From an optimization exercise on the open Yosys and OpenROAD flow, aimed at small area; shortcuts taken in it are not production practice. Function was checked by simulation only, so behaviour that the tests miss may differ from the original. The series may have gaps, and a smaller design here may also do less where the tests do not look. Power figures rest on the tool's default switching activity, not on a simulated workload.

--- flow/design.v ---
module Lab3CA_toplevel(Dc, write, rs1, rs2, rd, clk, reset, Da, Db);
input [31:0] Dc;
input write, clk, reset;
input [4:0] rs1, rs2, rd;
output wire [31:0] Da, Db;
wire [31:0] X;
wire [31:0] load;
wire [31:0] reg0,reg1,reg2,reg3,reg4,reg5,reg6,reg7,reg8,reg9,reg10,reg11,reg12,reg13,reg14,reg15,reg16,reg17,reg18,reg19,reg20,reg21,reg22,reg23,reg24,reg25,reg26,reg27,reg28,reg29,reg30, reg31;
Decoder start(rd[4:0], X[31:0]);
assign load[0] = X[0] & write;
assign load[1] = X[1] & write;
assign load[2] = X[2] & write;
assign load[3] = X[3] & write;
assign load[4] = X[4] & write;
assign load[5] = X[5] & write;
assign load[6] = X[6] & write;
assign load[7] = X[7] & write;
assign load[8] = X[8] & write;
assign load[9] = X[9] & write;
assign load[10] = X[10] & write;
assign load[11] = X[11] & write;
assign load[12] = X[12] & write;
assign load[13] = X[13] & write;
assign load[14] = X[14] & write;
assign load[15] = X[15] & write;
assign load[16] = X[16] & write;
assign load[17] = X[17] & write;
assign load[18] = X[18] & write;
assign load[19] = X[19] & write;
assign load[20] = X[20] & write;
assign load[21] = X[21] & write;
assign load[22] = X[22] & write;
assign load[23] = X[23] & write;
assign load[24] = X[24] & write;
assign load[25] = X[25] & write;
assign load[26] = X[26] & write;
assign load[27] = X[27] & write;
assign load[28] = X[28] & write;
assign load[29] = X[29] & write;
assign load[30] = X[30] & write;
assign load[31] = X[31] & write;
Register one(Dc[31:0], load[0], clk, reset, reg0);
Register two(Dc[31:0], load[1], clk, reset, reg1);
Register three(Dc[31:0], load[2], clk, reset, reg2);
Register four(Dc[31:0], load[3], clk, reset, reg3);
Register five(Dc[31:0], load[4], clk, reset, reg4);
Register six(Dc[31:0], load[5], clk, reset, reg5);
Register seven(Dc[31:0], load[6], clk, reset, reg6);
Register eight(Dc[31:0], load[7], clk, reset, reg7);
Register nine(Dc[31:0], load[8], clk, reset, reg8);
Register ten(Dc[31:0], load[9], clk, reset, reg9);
Register eleven(Dc[31:0], load[10], clk, reset, reg10);
Register twelve(Dc[31:0], load[11], clk, reset, reg11);
Register thirteen(Dc[31:0], load[12], clk, reset, reg12);
Register fourteen(Dc[31:0], load[13], clk, reset, reg13);
Register fifteen(Dc[31:0], load[14], clk, reset, reg14);
Register sixteen(Dc[31:0], load[15], clk, reset, reg15);
Register seventeen(Dc[31:0], load[16], clk, reset, reg16);
Register eighteen(Dc[31:0], load[17], clk, reset, reg17);
Register nineteen(Dc[31:0], load[18], clk, reset, reg18);
Register twenty(Dc[31:0], load[19], clk, reset, reg19);
Register twentyone(Dc[31:0], load[20], clk, reset, reg20);
Register twentytwo(Dc[31:0], load[21], clk, reset, reg21);
Register twentythree(Dc[31:0], load[22], clk, reset, reg22);
Register twentyfour(Dc[31:0], load[23], clk, reset, reg23);
Register twentyfive(Dc[31:0], load[24], clk, reset, reg24);
Register twentysix(Dc[31:0], load[25], clk, reset, reg25);
Register twentyseven(Dc[31:0], load[26], clk, reset, reg26);
Register twentyeight(Dc[31:0], load[27], clk, reset, reg27);
Register twentynine(Dc[31:0], load[28], clk, reset, reg28);
Register thirty(Dc[31:0], load[29], clk, reset, reg29);
Register thirtyone(Dc[31:0], load[30], clk, reset, reg30);
Register thirtytwo(Dc[31:0], load[31], clk, reset, reg31);
Mux_A A(reg0,reg1,reg2,reg3,reg4,reg5,reg6,reg7,reg8,reg9,
reg10,reg11,reg12,reg13,reg14,reg15,reg16,reg17,reg18,reg19,
reg20,reg21,reg22,reg23,reg24,reg25,reg26,reg27,reg28,reg29,
reg30,reg31,rs1[4:0], Da[31:0]);
Mux_A B(reg0,reg1,reg2,reg3,reg4,reg5,reg6,reg7,reg8,reg9,
reg10,reg11,reg12,reg13,reg14,reg15,reg16,reg17,reg18,reg19,
reg20,reg21,reg22,reg23,reg24,reg25,reg26,reg27,reg28,reg29,
reg30,reg31,rs2[4:0], Db[31:0]);
endmodule
module Register(Din, load, clk, reset, Dout);
input [31:0] Din;
input load, clk, reset;
output reg [31:0] Dout;
always @(posedge clk)
begin
	if (reset == 1)
		Dout[31:0] = 32'b00000000000000000000000000000000;
	else if (reset == 0 & load == 1)
		Dout[31:0] = Din[31:0];
	else
		Dout[31:0] = Dout[31:0];
end
endmodule
module Decoder(select, dout);
input [4:0] select;
output [31:0] dout;
assign dout[0] = ~select[4] & ~select[3] & ~select[2] & ~select[1] & ~select[0];
assign dout[1] = ~select[4] & ~select[3] & ~select[2] & ~select[1] & select[0];
assign dout[2] = ~select[4] & ~select[3] & ~select[2] & select[1] & ~select[0];
assign dout[3] = ~select[4] & ~select[3] & ~select[2] & select[1] & select[0];
assign dout[4] = ~select[4] & ~select[3] & select[2] & ~select[1] & ~select[0];
assign dout[5] = ~select[4] & ~select[3] & select[2] & ~select[1] & select[0];
assign dout[6] = ~select[4] & ~select[3] & select[2] & select[1] & ~select[0];
assign dout[7] = ~select[4] & ~select[3] & select[2] & select[1] & select[0];
assign dout[8] = ~select[4] & select[3] & ~select[2] & ~select[1] & ~select[0];
assign dout[9] = ~select[4] & select[3] & ~select[2] & ~select[1] & select[0];
assign dout[10] = ~select[4] & select[3] & ~select[2] & select[1] & ~select[0];
assign dout[11] = ~select[4] & select[3] & ~select[2] & select[1] & select[0];
assign dout[12] = ~select[4] & select[3] & select[2] & ~select[1] & ~select[0];
assign dout[13] = ~select[4] & select[3] & select[2] & ~select[1] & select[0];
assign dout[14] = ~select[4] & select[3] & select[2] & select[1] & ~select[0];
assign dout[15] = ~select[4] & select[3] & select[2] & select[1] & select[0];
assign dout[16] = select[4] & ~select[3] & ~select[2] & ~select[1] & ~select[0];
assign dout[17] = select[4] & ~select[3] & ~select[2] & ~select[1] & select[0];
assign dout[18] = select[4] & ~select[3] & ~select[2] & select[1] & ~select[0];
assign dout[19] = select[4] & ~select[3] & ~select[2] & select[1] & select[0];
assign dout[20] = select[4] & ~select[3] & select[2] & ~select[1] & ~select[0];
assign dout[21] = select[4] & ~select[3] & select[2] & ~select[1] & select[0];
assign dout[22] = select[4] & ~select[3] & select[2] & select[1] & ~select[0];
assign dout[23] = select[4] & ~select[3] & select[2] & select[1] & select[0];
assign dout[24] = select[4] & select[3] & ~select[2] & ~select[1] & ~select[0];
assign dout[25] = select[4] & select[3] & ~select[2] & ~select[1] & select[0];
assign dout[26] = select[4] & select[3] & ~select[2] & select[1] & ~select[0];
assign dout[27] = select[4] & select[3] & ~select[2] & select[1] & select[0];
assign dout[28] = select[4] & select[3] & select[2] & ~select[1] & ~select[0];
assign dout[29] = select[4] & select[3] & select[2] & ~select[1] & select[0];
assign dout[30] = select[4] & select[3] & select[2] & select[1] & ~select[0];
assign dout[31] = select[4] & select[3] & select[2] & select[1] & select[0];
endmodule 
module Mux_A(reg0,reg1,reg2,reg3,reg4,reg5,reg6,reg7,reg8,reg9,reg10,reg11,reg12,
reg13,reg14,reg15,reg16,reg17,reg18,reg19,reg20,reg21,reg22,reg23,reg24,reg25,reg26,
reg27,reg28,reg29,reg30,reg31,s, Mux_out_A);
input [31:0] reg0,reg1,reg2,reg3,reg4,reg5,reg6,reg7,reg8,reg9,reg10,reg11,reg12,
reg13,reg14,reg15,reg16,reg17,reg18,reg19,reg20,reg21,reg22,reg23,reg24,reg25,reg26,
reg27,reg28,reg29,reg30,reg31;
input [4:0] s;
output reg [31:0] Mux_out_A;
always @(*) begin
	case(s) 
	5'b00000: Mux_out_A = reg0;
	5'b00001: Mux_out_A = reg1;
	5'b00010: Mux_out_A = reg2;
	5'b00011: Mux_out_A = reg3;
	5'b00100: Mux_out_A = reg4;
	5'b00101: Mux_out_A = reg5;
	5'b00110: Mux_out_A = reg6;
	5'b00111: Mux_out_A = reg7;
	5'b01000: Mux_out_A = reg8; 
	5'b01001: Mux_out_A = reg9;
	5'b01010: Mux_out_A = reg10;
	5'b01011: Mux_out_A = reg11;
	5'b01100: Mux_out_A = reg12;
	5'b01101: Mux_out_A = reg13;
	5'b01110: Mux_out_A = reg14;
	5'b01111: Mux_out_A = reg15;
	5'b10000: Mux_out_A = reg16;
	5'b10001: Mux_out_A = reg17;
	5'b10010: Mux_out_A = reg18;
	5'b10011: Mux_out_A = reg19;
	5'b10100: Mux_out_A = reg20;
	5'b10101: Mux_out_A = reg21;
	5'b10110: Mux_out_A = reg22;
	5'b10111: Mux_out_A = reg23;
	5'b11000: Mux_out_A = reg24;
	5'b11001: Mux_out_A = reg25;
	5'b11010: Mux_out_A = reg26;
	5'b11011: Mux_out_A = reg27;
	5'b11100: Mux_out_A = reg28;
	5'b11101: Mux_out_A = reg29;
	5'b11110: Mux_out_A = reg30;
	5'b11111: Mux_out_A = reg31;
	endcase
	end
	endmodule
--- flow/run.sh ---
#!/bin/bash
# synth_recipe.tcl (not shown) runs the flow's synth.tcl, then flattens the netlist and writes it again
# the make line also repeats each setting of config.mk as NAME=value (left out here)
make -C /OpenROAD-flow-scripts/flow DESIGN_CONFIG=/design/flow/config.mk WORK_HOME=/design/flow/orfs CLKGATE_MAP_FILE= SYNTH_SCRIPT=/design/flow/synth_recipe.tcl finish
--- flow/config.mk ---
export PLATFORM = sky130hd
export DESIGN_NAME = Lab3CA_toplevel
export DESIGN_NICKNAME = Lab3CA_toplevel
export VERILOG_FILES = /design/flow/design.v
export SDC_FILE = /design/flow/constraint.sdc
export NUM_CORES = 4
export LEC_CHECK = 0
export CAP_MARGIN = 20
export CORE_MARGIN = 2
export CORE_UTILIZATION = 30
export SETUP_SLACK_MARGIN = 0.3
export SLEW_MARGIN = 20
--- flow/constraint.sdc ---
create_clock -name core_clock -period 6.0 [get_ports {clk}]
set_input_delay 1.2000 -clock core_clock [delete_from_list [all_inputs] [get_ports {clk}]]
set_output_delay 1.2000 -clock core_clock [all_outputs]
set_load 0.01 [all_outputs]
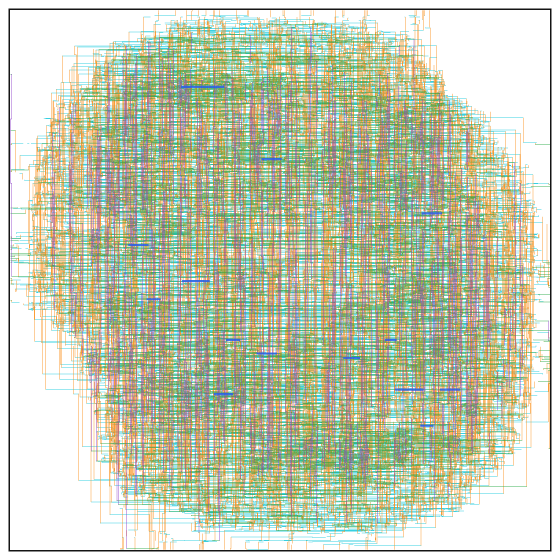
Run 1: metal layers overlaid
Key: M2 = orange [wire length 144 mm]; M1 = cyan [wire length 135 mm]; M5 = blue [wire length 198 um]; M4 = purple [wire length 33.4 mm]; M3 = green [wire length 61.3 mm]

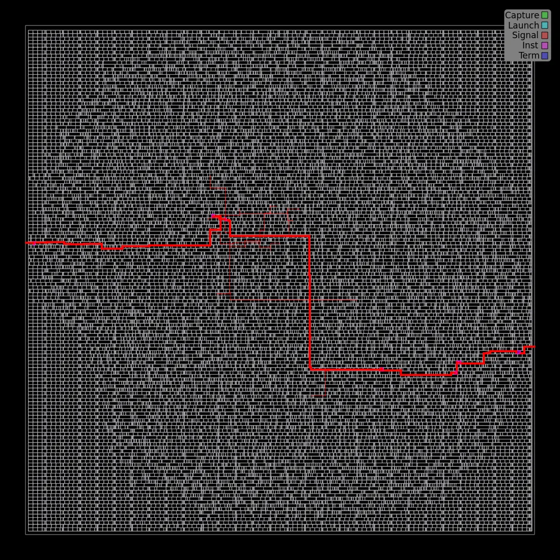
Run 1: critical path on the layout
min Tclk post-route: 5860 ps
non-filler cells in the finished layout: 9004
setup TNS: 0 ps
Final Util: 37.0%
worst setup margin: 140 ps

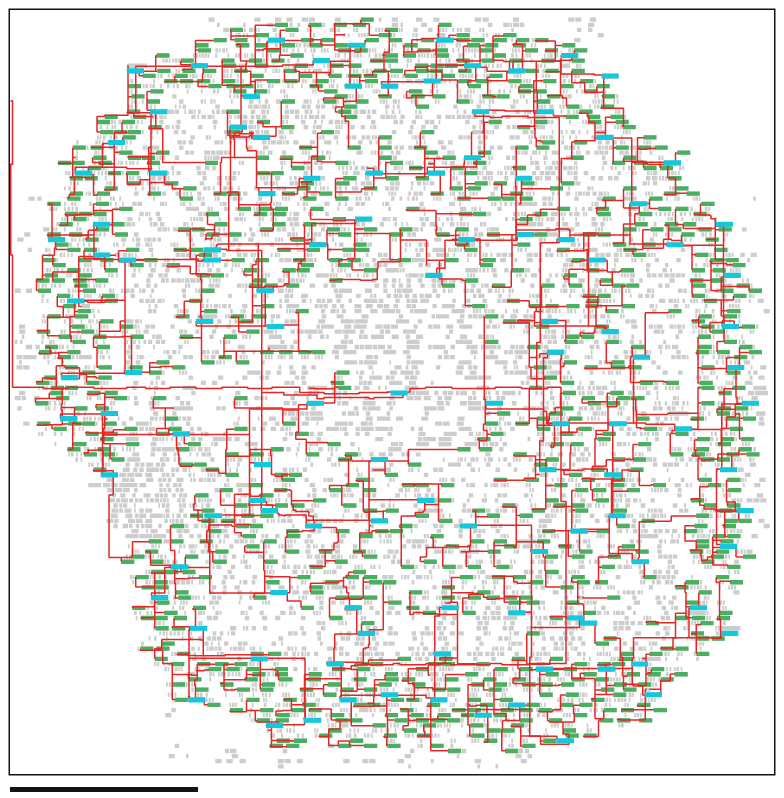
Run 1: clock wires, drivers and flops
Bar = 100 um.
Key: clock wires = red [length 15300 um]; flip-flops = green [count 1024]; clock-net drivers = cyan [count 116]
There are 117 routed clock nets. Position of the flops: all over the die.

==> impl_metrics.py, run 1 <==
metrics = {
    "status": {
        "status": "timing/DRC/antenna clean",
    },
    "yosys": {
        "avgSynthCellArea_um2": 7.31,
        "synth.most_common_cell": "nand2_1",
        "synth_xor_area_share_pct": 0,
        "synthArstFlopShare_pct": 0,
    },
    "floorplanning": {
        "fp.dieW_um": 406,
        "core_um2": 161000,
        "start_util_pct": 30.2,
    },
    "setup_path": {
        "path_buf_inv": 2,
        "reg2reg_depth": 2,
        "cp-startpoint": "rs1[4]",
    },
    "detailed_routing": {
        "drt_pass1_iterations": 10,
        "dr_wl_met3_um": 61300,
        "ant_nets": 0,
        "wl_met1_um": 135000,
    },
    "placement": {
        "gp_congestion": 1.08,
        "dpl.cell_count": 8734,
    },
    "pwr": {
        "p_int_mw": 11.7,
        "pg_clk_mw": 7.94,
    },
    "layout": {
        "drive_gt1_share_pct": 12.9,
        "nMultiInputCombCells": 4975,
    },
    "global_routing": {
        "grt.met3_usage_pct": 17.7,
    },
    "clock_network": {
        "cts_root_buffer": "clkbuf_16",
    },
    "timing": {
        "slew_viol_final": 0,
        "fin_worst_skew_ps": 0,
    },
    "min_path": {
        "hold_start": "two.Dout[26]",
    },
}
==> run 2, diff against run 1 <==
==> flow/design.v (replaced) <==
module Lab3CA_toplevel(Dc, write, rs1, rs2, rd, clk, reset, Da, Db);
input [31:0] Dc;
input write, clk, reset;
input [4:0] rs1, rs2, rd;
output wire [31:0] Da, Db;
wire [31:0] ld, hd, sa, sb;
wire [31:0] Dz;
wire [1023:0] q;
WrDecode wdec(.rd(rd), .write(write), .reset(reset), .ld(ld), .hd(hd));
DataGate dgate(.Dc(Dc), .reset(reset), .Dz(Dz));
RdDecode adec(.rs(rs1), .sel(sa));
RdDecode bdec(.rs(rs2), .sel(sb));
genvar i, j;
generate
for (i = 0; i < 32; i = i + 1) begin : g
	reg [31:0] r;
	wire [31:0] nx;
	for (j = 0; j < 32; j = j + 1) begin : b
		AndOr22 u(.a1(ld[i]), .a2(Dz[j]), .b1(hd[i]), .b2(r[j]), .y(nx[j]));
	end
	always @(posedge clk)
		r <= nx;
	assign q[32*i +: 32] = r;
end
for (j = 0; j < 32; j = j + 1) begin : m
	wire [31:0] ca, cb;
	for (i = 0; i < 32; i = i + 1) begin : c
		assign ca[i] = q[32*i + j];
	end
	ReadBit ra(.sel(sa), .d(ca), .y(Da[j]));
	ReadBit rb(.sel(sb), .d(ca), .y(Db[j]));
end
endgenerate
endmodule
module WrDecode(rd, write, reset, ld, hd);
input [4:0] rd;
input write, reset;
output [31:0] ld, hd;
genvar i;
generate
for (i = 0; i < 32; i = i + 1) begin : g
	assign ld[i] = write & (rd == i);
	assign hd[i] = ~(ld[i] | reset);
end
endgenerate
endmodule
module DataGate(Dc, reset, Dz);
input [31:0] Dc;
input reset;
output [31:0] Dz;
assign Dz = Dc & {32{~reset}};
endmodule
module RdDecode(rs, sel);
input [4:0] rs;
output [31:0] sel;
genvar i;
generate
for (i = 0; i < 32; i = i + 1) begin : g
	assign sel[i] = (rs == i);
end
endgenerate
endmodule
module AndOr22(a1, a2, b1, b2, y);
input a1, a2, b1, b2;
output y;
assign y = (a1 & a2) | (b1 & b2);
endmodule
module Aoi222(a1, a2, b1, b2, c1, c2, y);
input a1, a2, b1, b2, c1, c2;
output y;
assign y = ~((a1 & a2) | (b1 & b2) | (c1 & c2));
endmodule
module Aoi22(a1, a2, b1, b2, y);
input a1, a2, b1, b2;
output y;
assign y = ~((a1 & a2) | (b1 & b2));
endmodule
module ReadBit(sel, d, y);
input [31:0] sel, d;
output y;
wire [10:0] n;
genvar k;
generate
for (k = 0; k < 10; k = k + 1) begin : t
	Aoi222 u(.a1(sel[3*k]), .a2(d[3*k]), .b1(sel[3*k+1]), .b2(d[3*k+1]),
	         .c1(sel[3*k+2]), .c2(d[3*k+2]), .y(n[k]));
end
endgenerate
Aoi22 u10(.a1(sel[30]), .a2(d[30]), .b1(sel[31]), .b2(d[31]), .y(n[10]));
assign y = ~(&n[3:0]) | ~(&n[7:4]) | ~(&n[10:8]);
endmodule
--- a/flow/config.mk
+++ b/flow/config.mk
@@ -7,6 +7,7 @@
 export LEC_CHECK = 0
 export CAP_MARGIN = 20
 export CORE_MARGIN = 2
-export CORE_UTILIZATION = 30
-export SETUP_SLACK_MARGIN = 0.3
+export CORE_UTILIZATION = 40
+export SETUP_SLACK_MARGIN = 0.1
 export SLEW_MARGIN = 20
+export SYNTH_HIERARCHICAL = 1
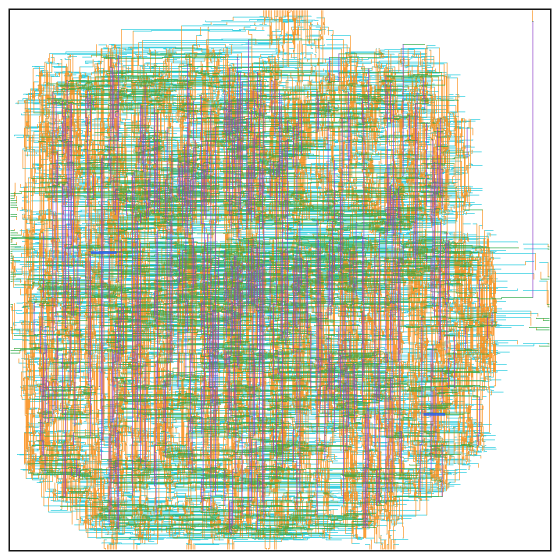
Run 2: metal layers overlaid
Key: M4 = purple [wire length 16900 um]; M2 = orange [wire length 80.3 mm]; M3 = green [wire length 33.3 mm]; M5 = blue [wire length 24.8 um]; M1 = cyan [wire length 73.6 mm]
WL/cell: 40.5 um
final wirelength: 204000 um

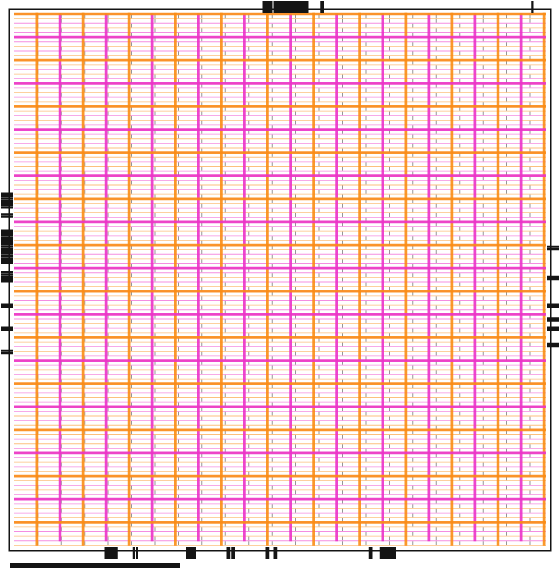
Run 2: PDN straps and rails
Bar = 100 um. Pins as bars on the die edge. Tap cells in gray.
Key: VSS = orange; VDD = magenta
23 straps on met5. 1287 tap cells. 23 straps on met4.

==> run 2 against run 1 <==
The layout now fails its checks (negative setup slack). Sequential share of layout area increased by 7.5 points. Clock skew unchanged. Synthesized area decreased by 19%. Cell area decreased by 18%. Setup slack got worse by 280 ps. Combinational power decreased by 21%. Critical path depth unchanged. Via count decreased by 33%. Sequential power about the same. Global-route usage decreased by 6.3 points. Core utilization increased by 13 points. First-iteration DRC count decreased by 23%. Critical endpoint is now Da[1]. Largest cell class is now flip-flops and latches.
==> impl_metrics.py, run 2 <==
metrics = {
    "status": {
        "status": "finished with violations",
        "failed_checks": "negative setup slack",
    },
    "layout": {
        "nMultiInputCombCells": 2209,
        "stdcell_count": 5040,
        "utilization_pct": 49.9,
    },
    "detailed_routing": {
        "dr_wl_met3_um": 33300,
        "wl_met1_um": 73600,
        "ant_nets": 0,
    },
    "yosys": {
        "avgSynthCellArea_um2": 12.2,
        "synthArstFlopShare_pct": 0,
        "synth_xor_area_share_pct": 0,
    },
    "setup_path": {
        "path_buf_inv": 3,
        "reg2reg_depth": 1,
    },
    "placement": {
        "dpl.cell_count": 4800,
        "gp_congestion": 0.922,
    },
    "timing": {
        "slew_viol_final": 0,
        "fin_worst_skew_ps": 0,
        "fin_ws_ps": -139,
        "setup_violations": 10,
        "setup_tns_ps": -362,
    },
    "min_path": {
        "hold_start": "g[16].r[28]",
        "hold_class": "reg -> reg",
    },
    "floorplanning": {
        "fp.dieW_um": 318,
        "start_util_pct": 40.2,
    },
    "global_routing": {
        "grt.met3_usage_pct": 13.1,
    },
    "pwr": {
        "pg_clk_mw": 6.81,
    },
}
Run 2, clock wires, drivers and flops:
Bar = 100 um.
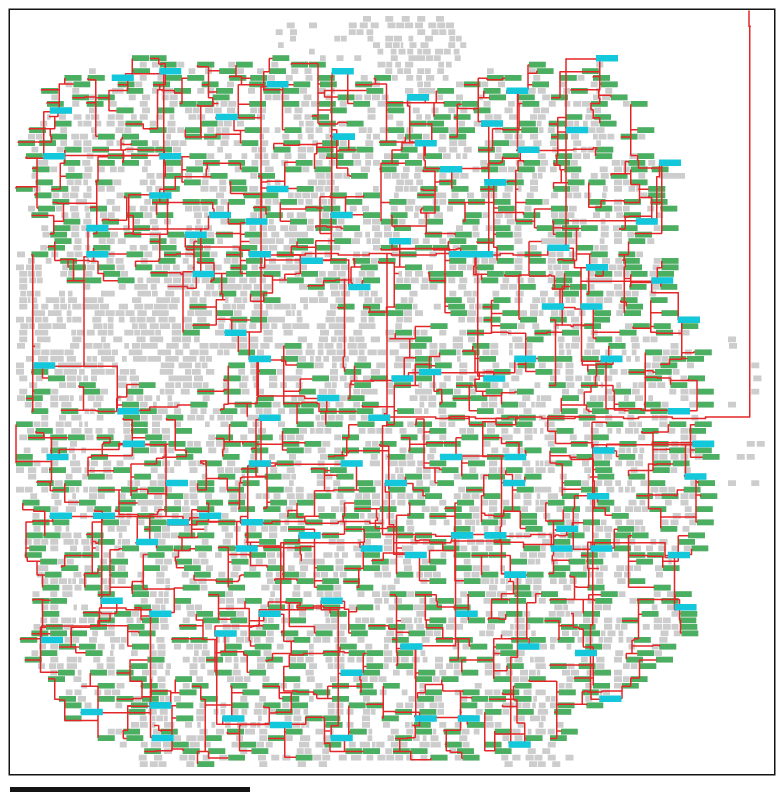

==> run 3, diff against run 2 <==
==> flow/design.v (replaced) <==
module Lab3CA_toplevel(Dc, write, rs1, rs2, rd, clk, reset, Da, Db);
input [31:0] Dc;
input write, clk, reset;
input [4:0] rs1, rs2, rd;
output wire [31:0] Da, Db;
wire [31:0] ld [0:1], hd [0:1], sa [0:1], sb [0:1], Dz [0:1];
wire [31:0] ld_n, hd_n, sa_n, sb_n;
wire [31:0] Dz_n;
wire [1023:0] q;
wire reset_n;
Inv irst(.a(reset), .y(reset_n));
WrDecode wdec(.rd(rd), .write(write), .ld_n(ld_n));
DataGate dgate(.Dc(Dc), .reset_n(reset_n), .Dz_n(Dz_n));
RdDecode adec(.rs(rs1), .sel_n(sa_n));
RdDecode bdec(.rs(rs2), .sel_n(sb_n));
genvar i, j;
generate
for (i = 0; i < 32; i = i + 1) begin : drv
	Nand2 nh(.a1(ld_n[i]), .a2(reset_n), .y(hd_n[i]));
	for (j = 0; j < 2; j = j + 1) begin : h
		Inv il(.a(ld_n[i]), .y(ld[j][i]));
		Inv ih(.a(hd_n[i]), .y(hd[j][i]));
		Inv id(.a(Dz_n[i]), .y(Dz[j][i]));
		Inv ia(.a(sa_n[i]), .y(sa[j][i]));
		Inv ib(.a(sb_n[i]), .y(sb[j][i]));
	end
end
for (i = 0; i < 32; i = i + 1) begin : g
	reg [31:0] r;
	wire [31:0] nx;
	for (j = 0; j < 32; j = j + 1) begin : b
		AndOr22 u(.a1(ld[j/16][i]), .a2(Dz[i/16][j]), .b1(hd[j/16][i]), .b2(r[j]), .y(nx[j]));
	end
	always @(posedge clk)
		r <= nx;
	assign q[32*i +: 32] = r;
end
for (j = 0; j < 32; j = j + 1) begin : m
	wire [31:0] ca, cb;
	for (i = 0; i < 32; i = i + 1) begin : c
		assign ca[i] = q[32*i + j];
	end
	ReadBit ra(.sel(sa[j/16]), .d(ca), .y(Da[j]));
	ReadBit rb(.sel(sb[j/16]), .d(ca), .y(Db[j]));
end
endgenerate
endmodule
module WrDecode(rd, write, ld_n);
input [4:0] rd;
input write;
output [31:0] ld_n;
genvar i;
generate
for (i = 0; i < 32; i = i + 1) begin : g
	assign ld_n[i] = ~(write & (rd == i));
end
endgenerate
endmodule
module DataGate(Dc, reset_n, Dz_n);
input [31:0] Dc;
input reset_n;
output [31:0] Dz_n;
assign Dz_n = ~(Dc & {32{reset_n}});
endmodule
module RdDecode(rs, sel_n);
input [4:0] rs;
output [31:0] sel_n;
genvar i;
generate
for (i = 0; i < 32; i = i + 1) begin : g
	assign sel_n[i] = ~(rs == i);
end
endgenerate
endmodule
module Inv(a, y);
input a;
output y;
assign y = ~a;
endmodule
module AndOr22(a1, a2, b1, b2, y);
input a1, a2, b1, b2;
output y;
assign y = (a1 & a2) | (b1 & b2);
endmodule
module Aoi222(a1, a2, b1, b2, c1, c2, y);
input a1, a2, b1, b2, c1, c2;
output y;
assign y = ~((a1 & a2) | (b1 & b2) | (c1 & c2));
endmodule
module Nand4(a1, a2, a3, a4, y);
input a1, a2, a3, a4;
output y;
assign y = ~(a1 & a2 & a3 & a4);
endmodule
module Nand2(a1, a2, y);
input a1, a2;
output y;
assign y = ~(a1 & a2);
endmodule
module RedTail(p0, p1, n8, n9, s30, d30, s31, d31, y);
input p0, p1, n8, n9, s30, d30, s31, d31;
output y;
assign y = p0 | p1 | ~(n8 & n9) | (s30 & d30) | (s31 & d31);
endmodule
module ReadBit(sel, d, y);
input [31:0] sel, d;
output y;
wire [9:0] n;
wire [1:0] p;
genvar k;
generate
for (k = 0; k < 10; k = k + 1) begin : t3
	Aoi222 u(.a1(sel[3*k]), .a2(d[3*k]), .b1(sel[3*k+1]), .b2(d[3*k+1]),
	         .c1(sel[3*k+2]), .c2(d[3*k+2]), .y(n[k]));
end
endgenerate
Nand4 r0(.a1(n[0]), .a2(n[1]), .a3(n[2]), .a4(n[3]), .y(p[0]));
Nand4 r1(.a1(n[4]), .a2(n[5]), .a3(n[6]), .a4(n[7]), .y(p[1]));
RedTail r2(.p0(p[0]), .p1(p[1]), .n8(n[8]), .n9(n[9]), .s30(sel[30]), .d30(d[30]),
           .s31(sel[31]), .d31(d[31]), .y(y));
endmodule
--- a/flow/config.mk
+++ b/flow/config.mk
@@ -7,7 +7,10 @@
 export LEC_CHECK = 0
 export CAP_MARGIN = 20
 export CORE_MARGIN = 2
-export CORE_UTILIZATION = 40
-export SETUP_SLACK_MARGIN = 0.1
+export CORE_UTILIZATION = 45
+export CTS_BUF_LIST = sky130_fd_sc_hd__clkbuf_16
+export CTS_CLUSTER_DIAMETER = 100
+export CTS_CLUSTER_SIZE = 24
+export SETUP_SLACK_MARGIN = 0.3
 export SLEW_MARGIN = 20
 export SYNTH_HIERARCHICAL = 1
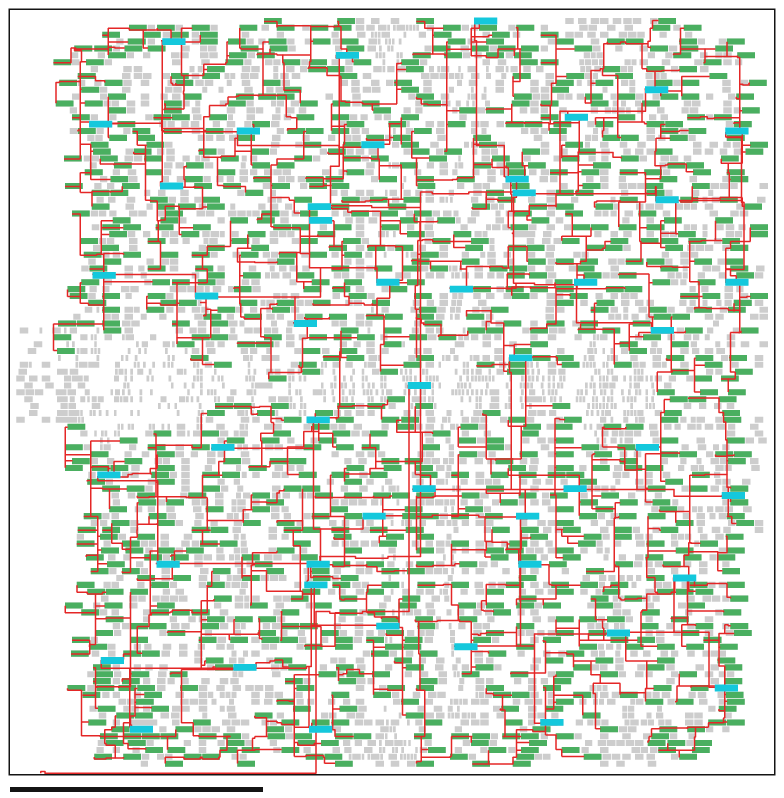
Run 3: clock wires, drivers and flops
Bar = 100 um.
Final Skew: 0 ps
clock group share of total power: 33.0%
Clk Latency, worst-skew pair: 630 ps

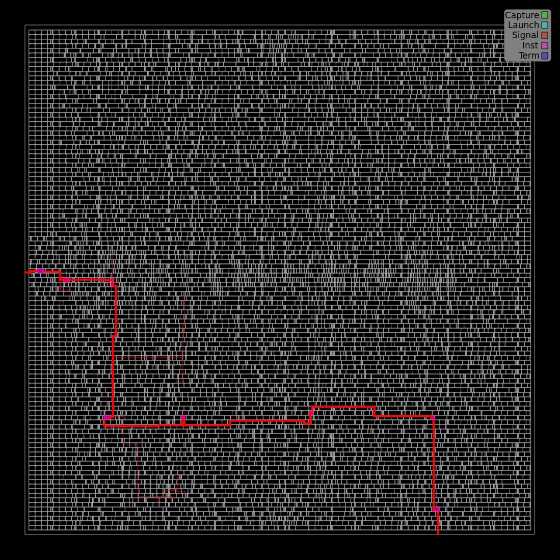
Run 3: critical path on the layout
min Tclk post-route: 5790 ps
non-filler cells in the finished layout: 4912
Final Util: 50.2%
worst setup margin: 205 ps

==> run 3 against run 2 <==
The run now finishes clean. Routed wire length down 25%. Non-clock buffer count fell by 144. Count of clock-buffer cells in the layout fell by 98. Critical path type unchanged. Largest cell class unchanged.
==> impl_metrics.py, run 3 <==
metrics = {
    "status": {
        "status": "timing/DRC/antenna clean",
    },
    "floorplanning": {
        "die-height_um": 302,
        "start_util_pct": 45.3,
        "fp.dieW_um": 302,
        "core_um2": 88200,
        "pin_count": 114,
    },
    "global_routing": {
        "grt.met3_usage_pct": 7.65,
    },
    "timing": {
        "slew_viol_final": 0,
        "setup_violations": 0,
    },
    "detailed_routing": {
        "wl_per_cell_um": 31.3,
        "ant_nets": 0,
        "wl_met1_um": 67300,
        "drt-total-wl_um": 154000,
    },
    "setup_path": {
        "cp-start-kind": "input port",
        "cp-startpoint": "rs1[2]",
        "path_buf_inv": 3,
        "reg2reg_depth": 1,
    },
    "yosys": {
        "avgSynthCellArea_um2": 11.3,
        "synthArstFlopShare_pct": 0,
        "ys_types": 21,
    },
    "min_path": {
        "hold_start": "g[22].r[16]",
        "hold_class": "reg -> reg",
    },
    "pwr": {
        "p_int_mw": 8.47,
    },
    "placement": {
        "dpl_cell_area_um2": 42900,
    },
    "clock_network": {
        "cts_root_buffer": "clkbuf_16",
    },
}
==> run 4, diff against run 3 <==
==> flow/flow/run.sh (new file) <==
#!/bin/bash
# Standard ORFS layout (standard.sh, standard synthesis unchanged),
# with the port buffers made from the smallest buffer cell.
set -uo pipefail
export BUFFER_PORTS_ARGS="-buffer_cell sky130_fd_sc_hd__buf_1"
bash standard.sh finish > standard_flow.log 2>&1
==> flow/standard.sh (new file) <==
#!/bin/bash
# synth_recipe.tcl (not shown) runs the flow's synth.tcl, then flattens the netlist and writes it again
# the make line also repeats each setting of config.mk as NAME=value (left out here)
make -C /OpenROAD-flow-scripts/flow DESIGN_CONFIG=/design/flow/config.mk WORK_HOME=/design/flow/orfs CLKGATE_MAP_FILE= SYNTH_SCRIPT=/design/flow/synth_recipe.tcl "${@:-finish}"
--- a/flow/config.mk
+++ b/flow/config.mk
@@ -11,6 +11,6 @@
 export CTS_BUF_LIST = sky130_fd_sc_hd__clkbuf_16
 export CTS_CLUSTER_DIAMETER = 100
 export CTS_CLUSTER_SIZE = 24
-export SETUP_SLACK_MARGIN = 0.3
+export SETUP_SLACK_MARGIN = 0.1
 export SLEW_MARGIN = 20
 export SYNTH_HIERARCHICAL = 1
removed: flow/run.sh
==> run 4 against run 3 <==
Count of clock-buffer cells in the layout stayed put. Largest cell class unchanged. Cell area shrank 2.7%. Critical path depth unchanged. Via count decreased by 0.65%. Synthesized area is the same. Final cell count down 0.98%. First-iteration DRC count rose by 5.2%. Total power down 0.65%. Still clean. Die area stayed put.
==> impl_metrics.py, run 4 <==
metrics = {
    "yosys": {
        "ys_types": 21,
        "synth_xor_area_share_pct": 0,
        "synthArstFlopShare_pct": 0,
        "netlist_area_um2": 40000,
        "avgSynthCellArea_um2": 11.3,
    },
    "setup_path": {
        "slowest_stage": "nor2b_1",
        "cp-startpoint": "rs1[1]",
        "path_buf_inv": 3,
        "path_delay_family": "simple AND/OR/NAND/NOR gates",
        "reg2reg_depth": 1,
        "cp-start-kind": "input port",
    },
    "placement": {
        "gp_congestion": 0.974,
        "dpl.cell_count": 4813,
        "dpl_cell_area_um2": 41900,
        "dp_hpwl_um": 107000,
    },
    "min_path": {
        "hold_end": "g[22].r[20]",
        "hold_class": "reg -> reg",
        "hold_start": "g[22].r[20]",
    },
    "detailed_routing": {
        "wl_met1_um": 66800,
        "drt_pass1_iterations": 13,
        "dr_wl_met3_um": 19300,
        "via_per_inst": 7.51,
        "ant_nets": 0,
    },
    "pwr": {
        "p_int_mw": 8.39,
        "pg_clk_mw": 3.66,
        "clockPowerShare_pct": 32.9,
        "power.largest_group": "sequential cells",
    },
    "layout": {
        "area_share_clock_buf_inv_pct": 2.87,
        "nMultiInputCombCells": 2180,
        "drive_gt1_share_pct": 2.11,
        "stdcell_count": 4864,
        "multi_input_area_share_pct": 42.3,
        "layout.nonclk_buf_share_pct": 1.16,
    },
    "status": {
        "status": "timing/DRC/antenna clean",
    },
    "floorplanning": {
        "core_um2": 88200,
        "die-height_um": 302,
        "fp.dieW_um": 302,
        "pin_count": 114,
        "die_area_um2": 91300,
    },
    "timing": {
        "slew_viol_final": 0,
        "setup_tns_ps": 0,
        "setup_violations": 0,
        "fin_ws_ps": 631,
        "fin_worst_skew_ps": 0,
    },
    "clock_network": {
        "cts_root_buffer": "clkbuf_16",
        "clock_latency_ps": 620,
    },
    "global_routing": {
        "grt.met3_usage_pct": 8.02,
        "grt_first_pass_wirelength_um": 223000,
        "use_met1_pct": 47.0,
    },
}
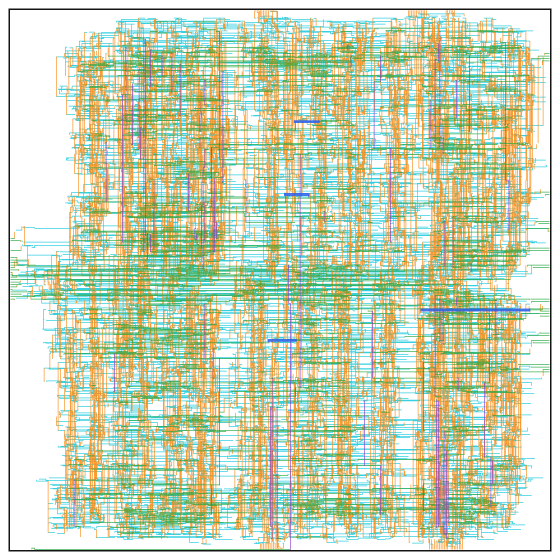
Run 4: metal layers overlaid
Key: M3 = green [wire length 19300 um]; M4 = purple [wire length 3030 um]; M1 = cyan [wire length 66.8 mm]; M2 = orange [wire length 64.7 mm]; M5 = blue [wire length 100 um]
DR vias: 36.5k
final wirelength: 154000 um
WL/cell: 31.6 um

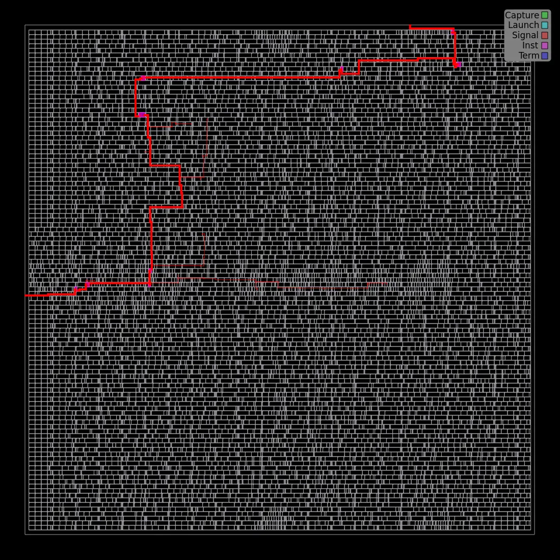
Run 4: critical path on the layout
min Tclk post-route: 5370 ps
Final Util: 48.9%

Run 4, clock wires, drivers and flops:
Bar = 100 um.
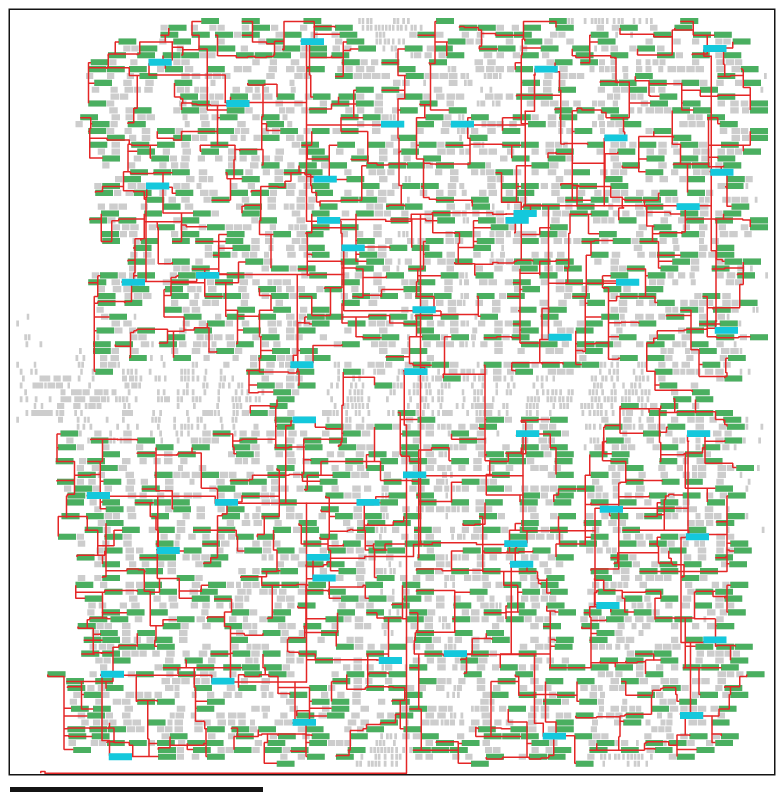

==> run 5, diff against run 4 <==
--- a/flow/config.mk
+++ b/flow/config.mk
@@ -8,9 +8,9 @@
 export CAP_MARGIN = 20
 export CORE_MARGIN = 2
 export CORE_UTILIZATION = 45
-export CTS_BUF_LIST = sky130_fd_sc_hd__clkbuf_16
-export CTS_CLUSTER_DIAMETER = 100
-export CTS_CLUSTER_SIZE = 24
+export CTS_BUF_LIST = sky130_fd_sc_hd__clkbuf_8
+export CTS_CLUSTER_DIAMETER = 80
+export CTS_CLUSTER_SIZE = 16
 export SETUP_SLACK_MARGIN = 0.1
 export SLEW_MARGIN = 20
 export SYNTH_HIERARCHICAL = 1
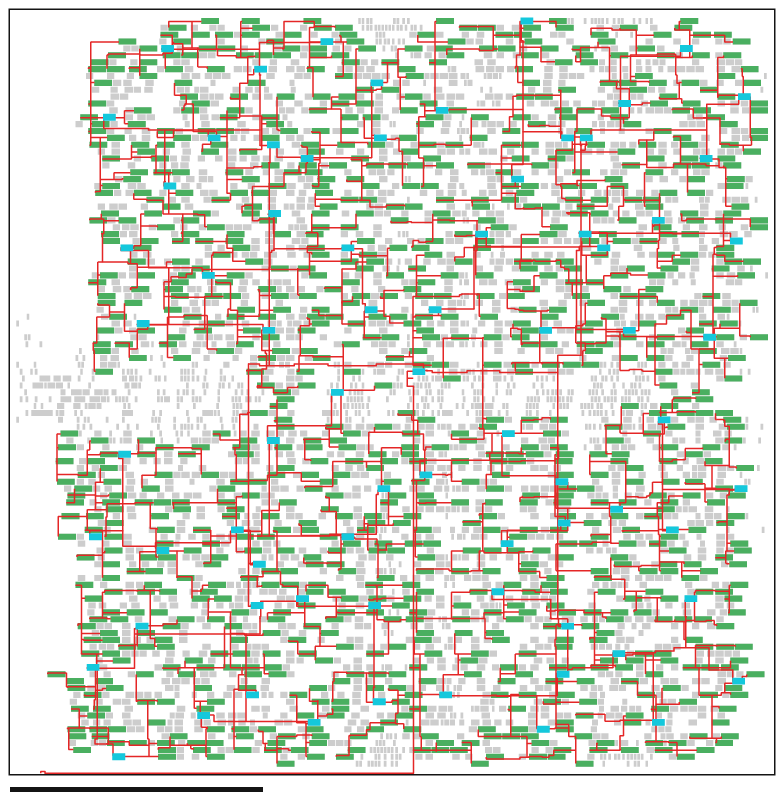
Run 5: clock wires, drivers and flops
Bar = 100 um.
P_clk: 3.40 mW
clock group share of total power: 31.2%

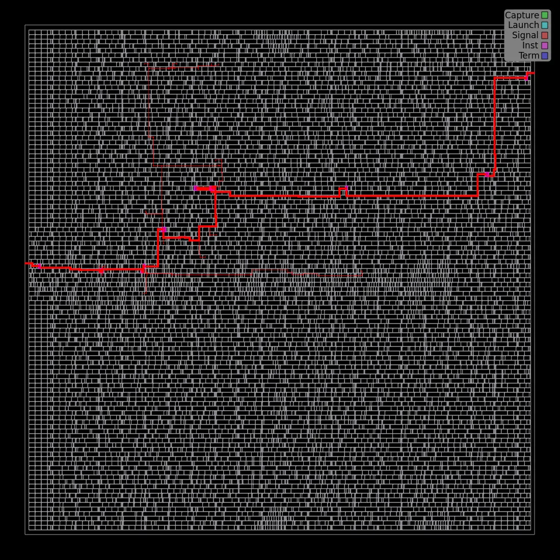
Run 5: critical path on the layout
worst setup margin: 632 ps
non-filler cells in the finished layout: 4893
Final Util: 48.7%
min Tclk post-route: 5370 ps

==> run 5 against run 4 <==
Core utilization is 0.17 points lower. Cell area is 0.36% lower. Register-to-register slack hardly changed. Critical path type unchanged. Total power is 2.3% lower. Sequential share of layout area is 0.17 points higher. Largest cell class unchanged. Setup slack better by 0.59 ps. Routed wire length is 0.47% higher. Clock power is 7.1% lower. Highest routed layer unchanged. Via count is 0.52% higher.
==> impl_metrics.py, run 5 <==
metrics = {
    "status": {
        "status": "timing/DRC/antenna clean",
    },
    "layout": {
        "seq_cells": 1024,
        "layout.nonclk_buf_share_pct": 1.16,
        "multi_input_area_share_pct": 42.4,
        "drive_gt1_share_pct": 2.87,
        "area_share_clock_buf_inv_pct": 2.52,
        "nMultiInputCombCells": 2180,
    },
    "setup_path": {
        "path_class": "in -> out",
        "cp-startpoint": "rs2[0]",
        "cp.depth": 10,
        "path_buf_inv": 4,
        "reg2reg_depth": 1,
    },
    "clock_network": {
        "cts_tree": "yes",
        "clock_latency_ps": 730,
        "cts_root_buffer": "clkbuf_8",
    },
    "placement": {
        "dp_hpwl_um": 107000,
        "dpl_cell_area_um2": 41900,
        "gp_congestion": 0.974,
        "dpl.cell_count": 4813,
    },
    "detailed_routing": {
        "top_layer_used": "met5",
        "via_per_inst": 7.51,
        "wl_met1_um": 66600,
        "num_vias": 36737,
        "wl_per_cell_um": 31.6,
        "drt_pass1_iterations": 13,
        "met2_length_um": 64600,
        "ant_nets": 0,
        "drt-total-wl_um": 155000,
    },
    "floorplanning": {
        "pin_count": 114,
        "core_um2": 88200,
        "die_area_um2": 91300,
        "start_util_pct": 45.3,
        "num_rows": 109,
    },
    "global_routing": {
        "grt_busiest_layer": "met1",
        "grt_overflow": 0,
        "grt_first_pass_wirelength_um": 224000,
        "grt.met3_usage_pct": 8.69,
    },
    "yosys": {
        "avgSynthCellArea_um2": 11.3,
        "netlist_area_um2": 40000,
        "ys_types": 21,
        "synth_xor_area_share_pct": 0,
        "yosys_warnings": 7,
        "synth.top_cell.area_share_pct": 51.2,
        "synthArstFlopShare_pct": 0,
    },
    "min_path": {
        "hold_end": "g[16].r[8]",
        "hold_class": "reg -> reg",
        "hold_start": "g[16].r[8]",
    },
    "pwr": {
        "p_int_mw": 8.10,
        "peakVddDrop_v": 0.000206,
        "power.largest_group": "sequential cells",
    },
    "timing": {
        "fin_worst_skew_ps": 0,
        "setup_violations": 0,
        "setup_tns_ps": 0,
        "slew_viol_final": 0,
    },
}
==> run 6, diff against run 5 <==
--- a/flow/design.v
+++ b/flow/design.v
@@ -7,16 +7,13 @@
 wire [31:0] ld_n, hd_n, sa_n, sb_n;
 wire [31:0] Dz_n;
 wire [1023:0] q;
-wire reset_n;
-Inv irst(.a(reset), .y(reset_n));
-WrDecode wdec(.rd(rd), .write(write), .ld_n(ld_n));
-DataGate dgate(.Dc(Dc), .reset_n(reset_n), .Dz_n(Dz_n));
+WrDecode wdec(.rd(rd), .write(write), .reset(reset), .ld_n(ld_n), .hd_n(hd_n));
+DataGate dgate(.Dc(Dc), .reset(reset), .Dz_n(Dz_n));
 RdDecode adec(.rs(rs1), .sel_n(sa_n));
 RdDecode bdec(.rs(rs2), .sel_n(sb_n));
 genvar i, j;
 generate
 for (i = 0; i < 32; i = i + 1) begin : drv
-	Nand2 nh(.a1(ld_n[i]), .a2(reset_n), .y(hd_n[i]));
 	for (j = 0; j < 2; j = j + 1) begin : h
 		Inv il(.a(ld_n[i]), .y(ld[j][i]));
 		Inv ih(.a(hd_n[i]), .y(hd[j][i]));
@@ -45,22 +42,23 @@
 end
 endgenerate
 endmodule
-module WrDecode(rd, write, ld_n);
+module WrDecode(rd, write, reset, ld_n, hd_n);
 input [4:0] rd;
-input write;
-output [31:0] ld_n;
+input write, reset;
+output [31:0] ld_n, hd_n;
 genvar i;
 generate
 for (i = 0; i < 32; i = i + 1) begin : g
 	assign ld_n[i] = ~(write & (rd == i));
+	assign hd_n[i] = ~ld_n[i] | reset;
 end
 endgenerate
 endmodule
-module DataGate(Dc, reset_n, Dz_n);
+module DataGate(Dc, reset, Dz_n);
 input [31:0] Dc;
-input reset_n;
+input reset;
 output [31:0] Dz_n;
-assign Dz_n = ~(Dc & {32{reset_n}});
+assign Dz_n = ~(Dc & {32{~reset}});
 endmodule
 module RdDecode(rs, sel_n);
 input [4:0] rs;
@@ -97,16 +95,17 @@
 output y;
 assign y = ~(a1 & a2);
 endmodule
-module RedTail(p0, p1, n8, n9, s30, d30, s31, d31, y);
-input p0, p1, n8, n9, s30, d30, s31, d31;
+module Or4(a1, a2, a3, a4, y);
+input a1, a2, a3, a4;
 output y;
-assign y = p0 | p1 | ~(n8 & n9) | (s30 & d30) | (s31 & d31);
+assign y = a1 | a2 | a3 | a4;
 endmodule
 module ReadBit(sel, d, y);
 input [31:0] sel, d;
 output y;
 wire [9:0] n;
-wire [1:0] p;
+wire [2:0] p;
+wire t;
 genvar k;
 generate
 for (k = 0; k < 10; k = k + 1) begin : t3
@@ -114,8 +113,9 @@
 	         .c1(sel[3*k+2]), .c2(d[3*k+2]), .y(n[k]));
 end
 endgenerate
+AndOr22 u10(.a1(sel[30]), .a2(d[30]), .b1(sel[31]), .b2(d[31]), .y(t));
 Nand4 r0(.a1(n[0]), .a2(n[1]), .a3(n[2]), .a4(n[3]), .y(p[0]));
 Nand4 r1(.a1(n[4]), .a2(n[5]), .a3(n[6]), .a4(n[7]), .y(p[1]));
-RedTail r2(.p0(p[0]), .p1(p[1]), .n8(n[8]), .n9(n[9]), .s30(sel[30]), .d30(d[30]),
-           .s31(sel[31]), .d31(d[31]), .y(y));
+Nand2 r2(.a1(n[8]), .a2(n[9]), .y(p[2]));
+Or4 r3(.a1(p[0]), .a2(p[1]), .a3(p[2]), .a4(t), .y(y));
 endmodule
--- a/flow/config.mk
+++ b/flow/config.mk
@@ -8,9 +8,9 @@
 export CAP_MARGIN = 20
 export CORE_MARGIN = 2
 export CORE_UTILIZATION = 45
-export CTS_BUF_LIST = sky130_fd_sc_hd__clkbuf_8
-export CTS_CLUSTER_DIAMETER = 80
-export CTS_CLUSTER_SIZE = 16
+export CTS_BUF_LIST = sky130_fd_sc_hd__clkbuf_16
+export CTS_CLUSTER_DIAMETER = 100
+export CTS_CLUSTER_SIZE = 24
 export SETUP_SLACK_MARGIN = 0.1
 export SLEW_MARGIN = 20
 export SYNTH_HIERARCHICAL = 1
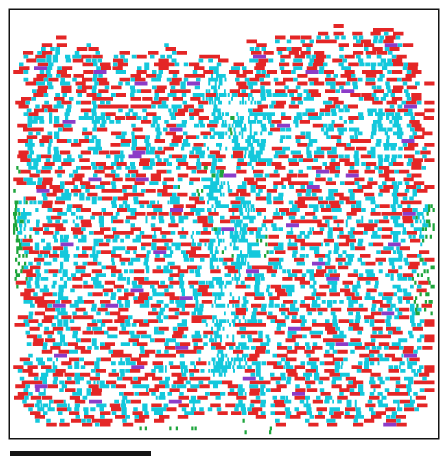
Run 6: placement by cell class
Bar = 100 um.
Key: remaining buffers and delay cells = green [cells 118, share of their area 1.1%]; remaining logic cells = cyan [cells 2500, share of their area 47%]; registers = red [cells 1024, share of their area 49%]; clock drivers and dummy loads = purple [cells 50, share of their area 2.9%]
Seq/total area: 47.2%
fin area: 43500 um^2
Final Util: 49.0%

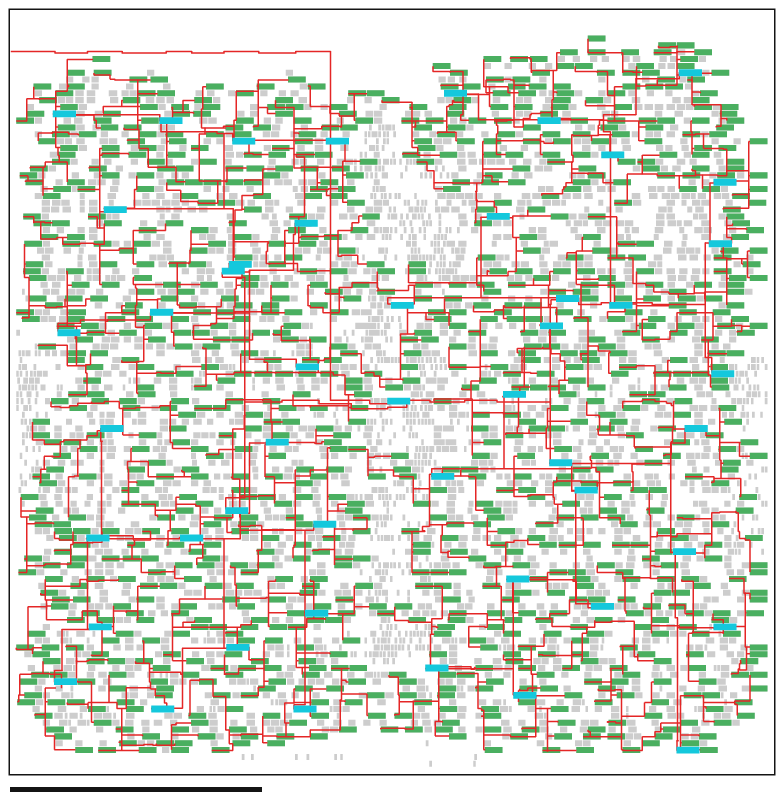
Run 6: clock wires, drivers and flops
Bar = 100 um.
P_clk: 3.69 mW
clock group share of total power: 33.0%

==> run 6 against run 5 <==
Still clean on timing, DRC and antenna. Non-clock buffer count down 5. Synthesized cell count up 0.37%. Sequential power about the same. Count of clock-buffer cells in the layout down 29. Combinational power up 3%. Routed wire length up 8.7%. Register-to-register slack worse by 70 ps. Total power up 2.9%. Largest power group unchanged.
==> impl_metrics.py, run 6 <==
metrics = {
    "layout": {
        "stdcell_count": 4863,
        "nMultiInputCombCells": 2180,
        "multi_input_area_share_pct": 42.8,
        "layout.nonclk_buf_share_pct": 1.07,
    },
    "setup_path": {
        "cp-startpoint": "rs1[4]",
        "cp-start-kind": "input port",
        "slowest_stage": "or4_1",
        "cp.depth": 8,
        "path_delay_family": "simple AND/OR/NAND/NOR gates",
        "path_class": "in -> out",
        "reg2reg_depth": 1,
        "path_buf_inv": 3,
    },
    "timing": {
        "fin_worst_skew_ps": 0,
        "setup_tns_ps": 0,
        "setup_violations": 0,
        "fin_ws_ps": 693,
        "fin_crit_ps": 5310,
    },
    "detailed_routing": {
        "via_per_inst": 7.86,
        "drt_pass1_iterations": 14,
        "met2_length_um": 72200,
        "dr_wl_met3_um": 18800,
        "wl_per_cell_um": 34.5,
        "top_layer_used": "met5",
        "drt-total-wl_um": 168000,
    },
    "clock_network": {
        "clock_latency_ps": 630,
    },
    "floorplanning": {
        "num_rows": 109,
        "start_util_pct": 45.6,
        "die-height_um": 304,
        "die_area_um2": 92300,
        "pin_count": 114,
        "fp.dieW_um": 304,
    },
    "global_routing": {
        "grt_busiest_layer": "met2",
        "grt_overflow": 0,
        "grt.met3_usage_pct": 5.41,
        "grt_first_pass_wirelength_um": 240000,
    },
    "pwr": {
        "peakVddDrop_v": 0.000252,
        "power.largest_group": "sequential cells",
        "p_int_mw": 8.40,
    },
    "placement": {
        "dp_hpwl_um": 113000,
        "dpl.cell_count": 4807,
        "dpl_cell_area_um2": 42200,
    },
    "min_path": {
        "hold_start": "g[28].r[20]",
        "hold_end": "g[28].r[20]",
    },
    "yosys": {
        "ys_types": 24,
        "synth.most_common_cell": "a22o_1",
        "avgSynthCellArea_um2": 11.4,
        "yosys_warnings": 7,
        "synth_xor_area_share_pct": 0,
    },
    "status": {
        "status": "timing/DRC/antenna clean",
    },
}
==> run 7, diff against run 6 <==
--- a/flow/design.v
+++ b/flow/design.v
@@ -3,9 +3,9 @@
 input write, clk, reset;
 input [4:0] rs1, rs2, rd;
 output wire [31:0] Da, Db;
-wire [31:0] ld [0:1], hd [0:1], sa [0:1], sb [0:1], Dz [0:1];
+wire [31:0] ld, hd, sa, sb;
 wire [31:0] ld_n, hd_n, sa_n, sb_n;
-wire [31:0] Dz_n;
+wire [31:0] Dz, Dz_n;
 wire [1023:0] q;
 WrDecode wdec(.rd(rd), .write(write), .reset(reset), .ld_n(ld_n), .hd_n(hd_n));
 DataGate dgate(.Dc(Dc), .reset(reset), .Dz_n(Dz_n));
@@ -14,19 +14,17 @@
 genvar i, j;
 generate
 for (i = 0; i < 32; i = i + 1) begin : drv
-	for (j = 0; j < 2; j = j + 1) begin : h
-		Inv il(.a(ld_n[i]), .y(ld[j][i]));
-		Inv ih(.a(hd_n[i]), .y(hd[j][i]));
-		Inv id(.a(Dz_n[i]), .y(Dz[j][i]));
-		Inv ia(.a(sa_n[i]), .y(sa[j][i]));
-		Inv ib(.a(sb_n[i]), .y(sb[j][i]));
-	end
+	Inv il(.a(ld_n[i]), .y(ld[i]));
+	Inv ih(.a(hd_n[i]), .y(hd[i]));
+	Inv id(.a(Dz_n[i]), .y(Dz[i]));
+	Inv ia(.a(sa_n[i]), .y(sa[i]));
+	Inv ib(.a(sb_n[i]), .y(sb[i]));
 end
 for (i = 0; i < 32; i = i + 1) begin : g
 	reg [31:0] r;
 	wire [31:0] nx;
 	for (j = 0; j < 32; j = j + 1) begin : b
-		AndOr22 u(.a1(ld[j/16][i]), .a2(Dz[i/16][j]), .b1(hd[j/16][i]), .b2(r[j]), .y(nx[j]));
+		AndOr22 u(.a1(ld[i]), .a2(Dz[j]), .b1(hd[i]), .b2(r[j]), .y(nx[j]));
 	end
 	always @(posedge clk)
 		r <= nx;
@@ -37,8 +35,8 @@
 	for (i = 0; i < 32; i = i + 1) begin : c
 		assign ca[i] = q[32*i + j];
 	end
-	ReadBit ra(.sel(sa[j/16]), .d(ca), .y(Da[j]));
-	ReadBit rb(.sel(sb[j/16]), .d(ca), .y(Db[j]));
+	ReadBit ra(.sel(sa), .d(ca), .y(Da[j]));
+	ReadBit rb(.sel(sb), .d(ca), .y(Db[j]));
 end
 endgenerate
 endmodule
==> run 7 against run 6 <==
Cell area up 1.9%. Still clean on timing, DRC and antenna. Die area decreased by 1.5%. Global-route usage up 7.4 points. Clock power increased by 2%. Critical endpoint is now Da[22]. Sequential share of layout area is 0.89 points lower. First-iteration DRC count increased by 3.1%.
==> impl_metrics.py, run 7 <==
metrics = {
    "status": {
        "status": "timing/DRC/antenna clean",
    },
    "placement": {
        "dpl_cell_area_um2": 42900,
        "gp_congestion": 0.956,
        "dp_hpwl_um": 115000,
    },
    "detailed_routing": {
        "top_layer_used": "met5",
        "via_per_inst": 8.36,
        "drt_pass1_iterations": 17,
        "met2_length_um": 78100,
        "ant_nets": 0,
        "wl_met1_um": 71900,
    },
    "timing": {
        "slew_viol_final": 0,
        "fin_worst_skew_ps": 0,
        "setup_violations": 0,
        "setup_tns_ps": 0,
    },
    "clock_network": {
        "cts_root_buffer": "clkbuf_16",
        "cts_tree": "yes",
        "clock_latency_ps": 630,
    },
    "layout": {
        "utilization_pct": 50.3,
        "seq_cells": 1024,
        "stdcell_count": 4881,
        "multi_input_area_share_pct": 42.0,
        "layout.nonclk_buf_share_pct": 4.14,
        "nMultiInputCombCells": 2180,
    },
    "yosys": {
        "ys_types": 24,
        "yosys_warnings": 7,
        "synth.most_common_cell": "a22o_1",
        "synth_xor_area_share_pct": 0,
        "netlist_area_um2": 39800,
        "synthArstFlopShare_pct": 0,
        "avgSynthCellArea_um2": 11.7,
    },
    "floorplanning": {
        "num_rows": 109,
        "start_util_pct": 45.2,
        "core_um2": 88100,
        "pin_count": 114,
        "die-height_um": 302,
        "fp.dieW_um": 302,
    },
    "setup_path": {
        "path_buf_inv": 4,
        "path_delay_family": "buffers and inverters",
        "cp-startpoint": "rs1[3]",
        "cp.depth": 9,
    },
    "global_routing": {
        "grt_overflow": 0,
        "grt_first_pass_wirelength_um": 276000,
        "grt.met3_usage_pct": 14.2,
        "grt_busiest_layer": "met2",
    },
    "pwr": {
        "clockPowerShare_pct": 33.0,
        "pg_clk_mw": 3.76,
        "peakVddDrop_v": 0.000256,
        "power.largest_group": "sequential cells",
    },
    "min_path": {
        "hold_class": "reg -> reg",
        "hold_end": "g[28].r[14]",
    },
}
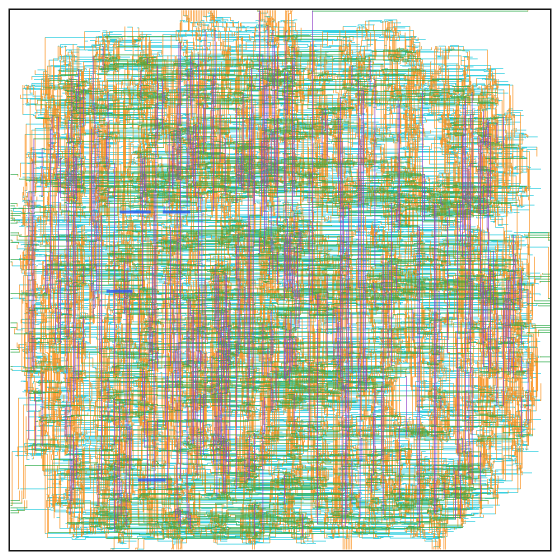
Run 7: metal layers overlaid
GRT Overall Usage: 41.4%
WL/cell: 40.6 um
final wirelength: 198000 um
DR vias: 40.8k

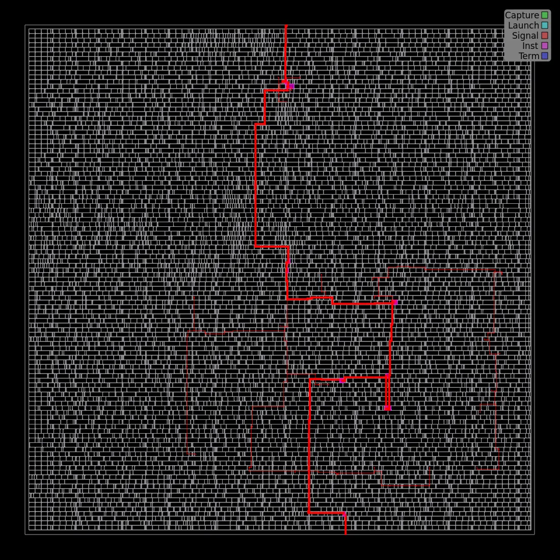
Run 7: critical path on the layout
min Tclk post-route: 5880 ps
worst setup margin: 119 ps

==> what the ideal ports hide <==
In the flow no input, the clock included, has a driving cell. The finished layouts below were timed again as built, in two steps.
Step 1: set_driving_cell puts a clkbuf_16 on clk and a buf_2 on each other input, an assumption about the parent block.
Step 2 times the ports against the registers' clock, not the clock port: input delays grow and output delays shrink by t, the midpoint of the rising clock arrivals with the driver on.
Slacks: ideal ports / drivers / drivers and shift; pairs: ideal ports / drivers.
| run | shift t [ns] | setup slack, ns | slew at the worst register clock pin (ns) |
|---|---|---|---|
| run 1 | 0.869 | 0.140 / 0.120 / 0.120 | 0.07 / 0.07 |
| run 2 | 0.746 | -0.139 / -0.177 / -0.177 | 0.07 / 0.07 |
| run 3 | 0.694 | 0.205 / 0.178 / 0.178 | 0.10 / 0.10 |
| run 4 | 0.692 | 0.631 / 0.581 / 0.581 | 0.10 / 0.10 |
| run 5 | 0.784 | 0.632 / 0.605 / 0.605 | 0.11 / 0.11 |
| run 6 | 0.705 | 0.693 / 0.542 / 0.542 | 0.11 / 0.11 |
| run 7 | 0.714 | 0.119 / 0.064 / 0.064 | 0.11 / 0.11 |
For run 6, which loses most, drivers alone change the setup slack by -0.151 ns; drivers and shift together by -0.151 ns.
